Context: an optimization exercise on an open-source flow, tuned for small area. The choices shown serve that exercise and are no tape-out recipe.
Only the layout flow was run in this run; the RTL was not checked for function there.

==> design.v <==
`timescale 1ns / 1ps
module conv2D_int16(
    input wire  M_AXIS_ACLK,
    input wire  M_AXIS_ARESETN,
    input wire  S_AXIS_ACLK,
    input wire  S_AXIS_ARESETN,
    output wire  M_AXIS_TVALID,  
    output wire [15:0] M_AXIS_TDATA,  
    output wire [1:0] M_AXIS_TKEEP, 
    output wire  M_AXIS_TLAST,  
    input wire  M_AXIS_TREADY,  
    output wire  S_AXIS_TREADY,  
    input wire [15:0] S_AXIS_TDATA,  
    input wire [1:0] S_AXIS_TKEEP,  
    input wire  S_AXIS_TLAST,  
    input wire  S_AXIS_TVALID  
    );
    reg [2:0] state;
    wire TX, RX, RX_data, RX_last, systolic_advance, new_filt_data, arr_rst, new_data, zero_padding, TX_last;
    assign RX = S_AXIS_TREADY && S_AXIS_TVALID;
    assign TX = M_AXIS_TREADY && M_AXIS_TVALID;  
    assign RX_data = RX && S_AXIS_TKEEP == 3;  
    assign RX_last = RX && S_AXIS_TLAST;
    assign systolic_advance = zero_padding || arr_rst || new_data;  
    assign new_filt_data = (state == 0 || state == 1) && RX_data;
    assign arr_rst = (state == 0 && ~RX);
    assign new_data = (state == 2 || state == 3) && RX_data;
    assign zero_padding = state == 4 && (row_count != 2);  
    assign TX_last = TX_count == data_count / 3  - 3;  
    assign M_AXIS_TVALID = (state == 4 && (row_count == 2)) || (state == 3 && S_AXIS_TVALID && (row_count == 2)); 
    assign M_AXIS_TKEEP = 3;  
    assign M_AXIS_TLAST = (state == 4) && TX_last; 
    assign S_AXIS_TREADY = M_AXIS_TREADY; 
    reg [15:0] filter[0:2][0:2];
    reg [8:0] filter_size;
    always @(posedge S_AXIS_ACLK) begin 
        if (new_filt_data) begin
            filter[0][0] <= S_AXIS_TDATA;  
            filter_size <= filter_size + 1;
        end
        else if (arr_rst) begin
            filter[0][0] <= 0;  
            filter_size <= 0;
        end
    end
    genvar row, col;
    generate
    for (row=0; row<3; row=row+1) begin
        for (col=0; col<3; col=col+1) begin
            always @(posedge S_AXIS_ACLK) begin
                if (new_filt_data || arr_rst) begin
                    if(row != 0 && col == 0) filter[row][0] <= filter[row-1][2];
                    if(col != 0) filter[row][col] <= filter[row][col-1];
                end
            end
        end
    end
    endgenerate
    reg [15:0] data[0:2][0:2];
    reg [31:0] data_count;
    reg [1:0] row_count;
    reg [31:0] TX_count;
    always @(posedge S_AXIS_ACLK) begin
        if (new_data) begin 
            data[row_count][2] <= S_AXIS_TDATA;  
            data_count <= data_count+1;
            if (row_count != 2) row_count <= row_count + 1;
            else if (row_count == 2) row_count <= 0;
        end
        if (zero_padding) begin
            data[row_count][2] <= 0;  
            if (row_count != 2) row_count <= row_count + 1;
            else if (row_count == 2) row_count <= 0;
        end
        if (arr_rst) begin
            data_count <= 0;
            row_count <= 0;
            data[0][2] <= 0;
            data[1][2] <= 0;
            data[2][2] <= 0;
        end
        if (TX) TX_count <= TX_count + 1;
        if (arr_rst) TX_count <= 0;
        if (!S_AXIS_ARESETN) begin  
            data_count <= 0;
            row_count <= 0;
            TX_count <= 0;
        end
    end
    generate
    for (col=2; col>0; col=col-1) begin
        always @(posedge S_AXIS_ACLK) begin
            if (systolic_advance) begin
                if(row_count == 0 || arr_rst) data[0][col-1] <= data[0][col];
                if(row_count == 1 || arr_rst) data[1][col-1] <= data[1][col];
                if(row_count == 2 || arr_rst) data[2][col-1] <= data[2][col];
            end 
        end
    end
    endgenerate
    reg [15:0] products[0:2][0:2];
    reg [15:0] L0sums[0:2];
    assign M_AXIS_TDATA = products[0][0] + products[0][1] + products[0][2] +
                            products[1][0] + products[1][1] + products[1][2] +
                                products[2][0] + products[2][1] + products[2][2];
    generate
        for (col=0; col<3; col=col+1) begin 
            always @(posedge S_AXIS_ACLK) begin
                if (systolic_advance) begin
                    products[0][col] <= data[0][col]*filter[0][col]; 
                    products[1][col] <= data[1][col]*filter[1][col]; 
                    products[2][col] <= data[2][col]*filter[2][col]; 
                end
            end
        end
    endgenerate
    always @(posedge S_AXIS_ACLK) begin
        if (!S_AXIS_ARESETN) state <= 0; else begin  
        if (state == 0 && RX_data) state <= 1;  
        if (state == 1 && RX_last) state <= 2;  
        if (state == 2 && data_count == 9 && RX_data) state <= 3;  
        if (state == 3 && RX_last) state <= 4;  
        if (state == 4 && TX && TX_last) state <= 0;  
        end
    end
endmodule
==> run.sh <==
#!/bin/bash
# synth_recipe.tcl (not shown) runs the flow's synth.tcl, then flattens the netlist and writes it again
# the make line also repeats each setting of config.mk as NAME=value (left out here)
make -C /OpenROAD-flow-scripts/flow DESIGN_CONFIG=/design/flow/config.mk WORK_HOME=/design/flow/orfs CLKGATE_MAP_FILE= SYNTH_SCRIPT=/design/flow/synth_recipe.tcl finish
==> config.mk <==
export PLATFORM = sky130hd
export DESIGN_NAME = conv2D_int16
export DESIGN_NICKNAME = conv2D_int16
export VERILOG_FILES = /design/flow/design.v
export SDC_FILE = /design/flow/constraint.sdc
export NUM_CORES = 4
export LEC_CHECK = 0
export CAP_MARGIN = 20
export CORE_MARGIN = 2
export CORE_UTILIZATION = 45
export PLACE_DENSITY = 0.6
export SLEW_MARGIN = 20
==> constraint.sdc <==
create_clock -name core_clock -period 16.0 [get_ports {S_AXIS_ACLK}]
set_input_delay 3.2000 -clock core_clock [delete_from_list [all_inputs] [get_ports {S_AXIS_ACLK}]]
set_output_delay 3.2000 -clock core_clock [all_outputs]
set_load 0.01 [all_outputs]
==> qor.csv <==
stage,metric,value,unit
global_route,maximum number of pins on one net before global-route repair,74,
cells_and_area,registers with the most flip-flops,"data: 144 flops, filter: 144 flops, products: 144 flops",
cells_and_area,"Inverters, non-clock",1149,
cells_and_area,Data buffer area share,0.01295,
floorplan,core area,131300,µm²
placement,placer's final routability congestion estimate,0.8789,
cells_and_area,area growth from synthesis to final layout,6.681,%
synth,post-synthesis cell type with the largest combined area,fa_1,
timing,Slew headroom,0.3143,
placement,count of buffers from port buffering,41,
cells_and_area,Final Cell Area,63370,µm²
timing,skew final,0.05207,ns
timing,Max Freq,0.06548,GHz
outcome,status,timing/DRC/antenna clean,
global_route,antenna violations before repair,7,
synth,"post-synthesis share of cell area spent on and, or, nand and nor gates",0.1511,
synth,dominant combinational cell family by area after synthesis,adder cells,
synth,Avg Synthesized Cell Area,9.579,µm²
timing,final hold vios,0,
timing,period utilization,0.9545,
worst_hold_path,worst hold endpoint,filter[1][15]$_DFFE_PP_,
synth,number of register bits inferred by synthesis,501,
worst_hold_path,hold wc startpoint,filter[0][15]$_SDFFCE_PN0P_,
timing,max-slew violation count,0,
critical_path,endpoint type of the worst setup path,output port,
global_route,met1 Resource Use GR,0.3373,
route,DRC viols,0,
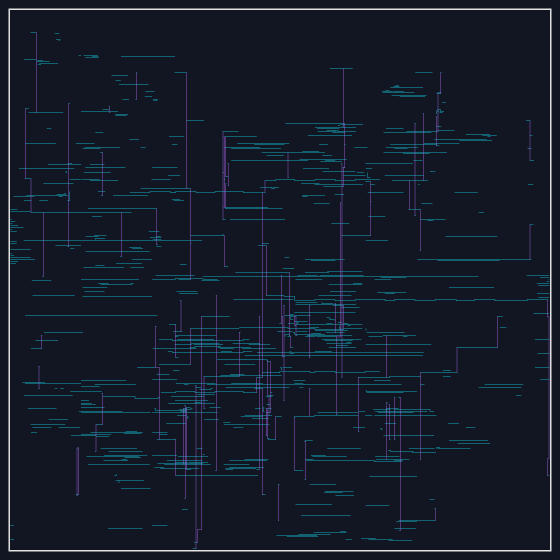
Fig. 1. Routed metal, one color a layer.
Only two layers are drawn.
| color | layer | wire length |
|---|---|---|
| cyan | met3 | 9150 µm |
| purple | met4 | 3600 µm |
routed wire length: 154.8 mm
mean routed wirelength per cell: 19.79 µm
global-route total usage across every layer: 0.2355
total number of vias: 41100

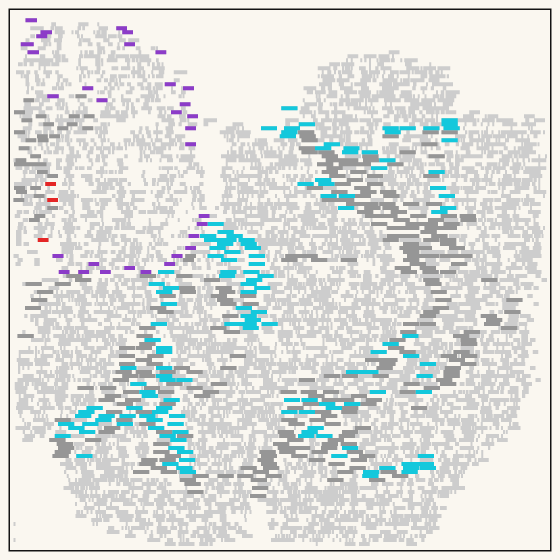
Fig. 2. Register map, names as in the netlist.
Other sequential cells in the stronger gray, the rest of the logic in the fainter gray.
| color | netlist name | sequential cells |
|---|---|---|
| cyan | data | 144 |
| purple | data_count | 32 |
| red | state | 3 |
final core occ: 0.4826
Storage cell area: 14360 µm²
register fraction of the total cell area: 0.2266

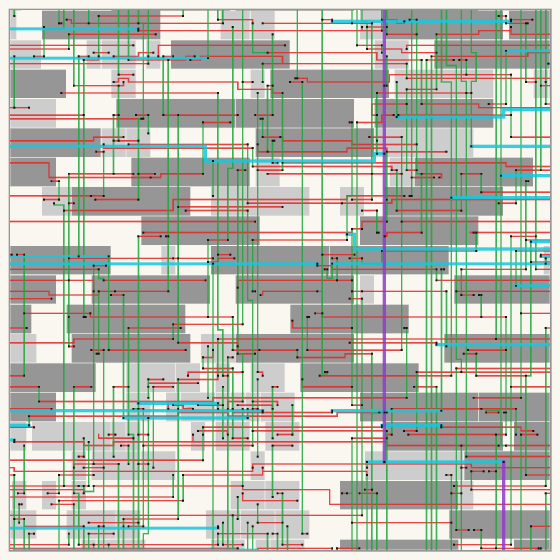
Fig. 3. Layout detail.
Region (67, 67) to (117, 117) µm. Cells in gray, sequential cells in the stronger gray; small squares are vias.
| color | layer |
|---|---|
| green | met2 |
| red | met1 |
| cyan | met3 |
| purple | met4 |
sequential cells in the window: 35
cells with their middle in the window: 91
netlist names of flops here include: data (19), filter (13), products (3)
most frequent: edfxtp_1 (35), nand2_1 (14)

afterwards: timing with drivers on the ports:
No port has a modelled driver above. Below, the same layout with a new extraction and two added sets of constraints.
Step 1, drivers: a clkbuf_16 drives S_AXIS_ACLK and a buf_2 each remaining input, both assumed.
Step 2 times the ports against the registers' clock, not the clock port: input delays grow and output delays shrink by t, the midpoint of the rising clock arrivals with the driver on.
Slacks: no drivers / after step 1 / after step 2; pairs: no drivers / after step 1.
t (ns): 0.738
slack for setup (ns): 0.728 / 0.652 / 1.389
worst slew at a driven data input, ns: 0.12
After both steps setup and hold are still met in this run. For this run, drivers alone change the setup slack by -0.076 ns; drivers and shift together by +0.661 ns.
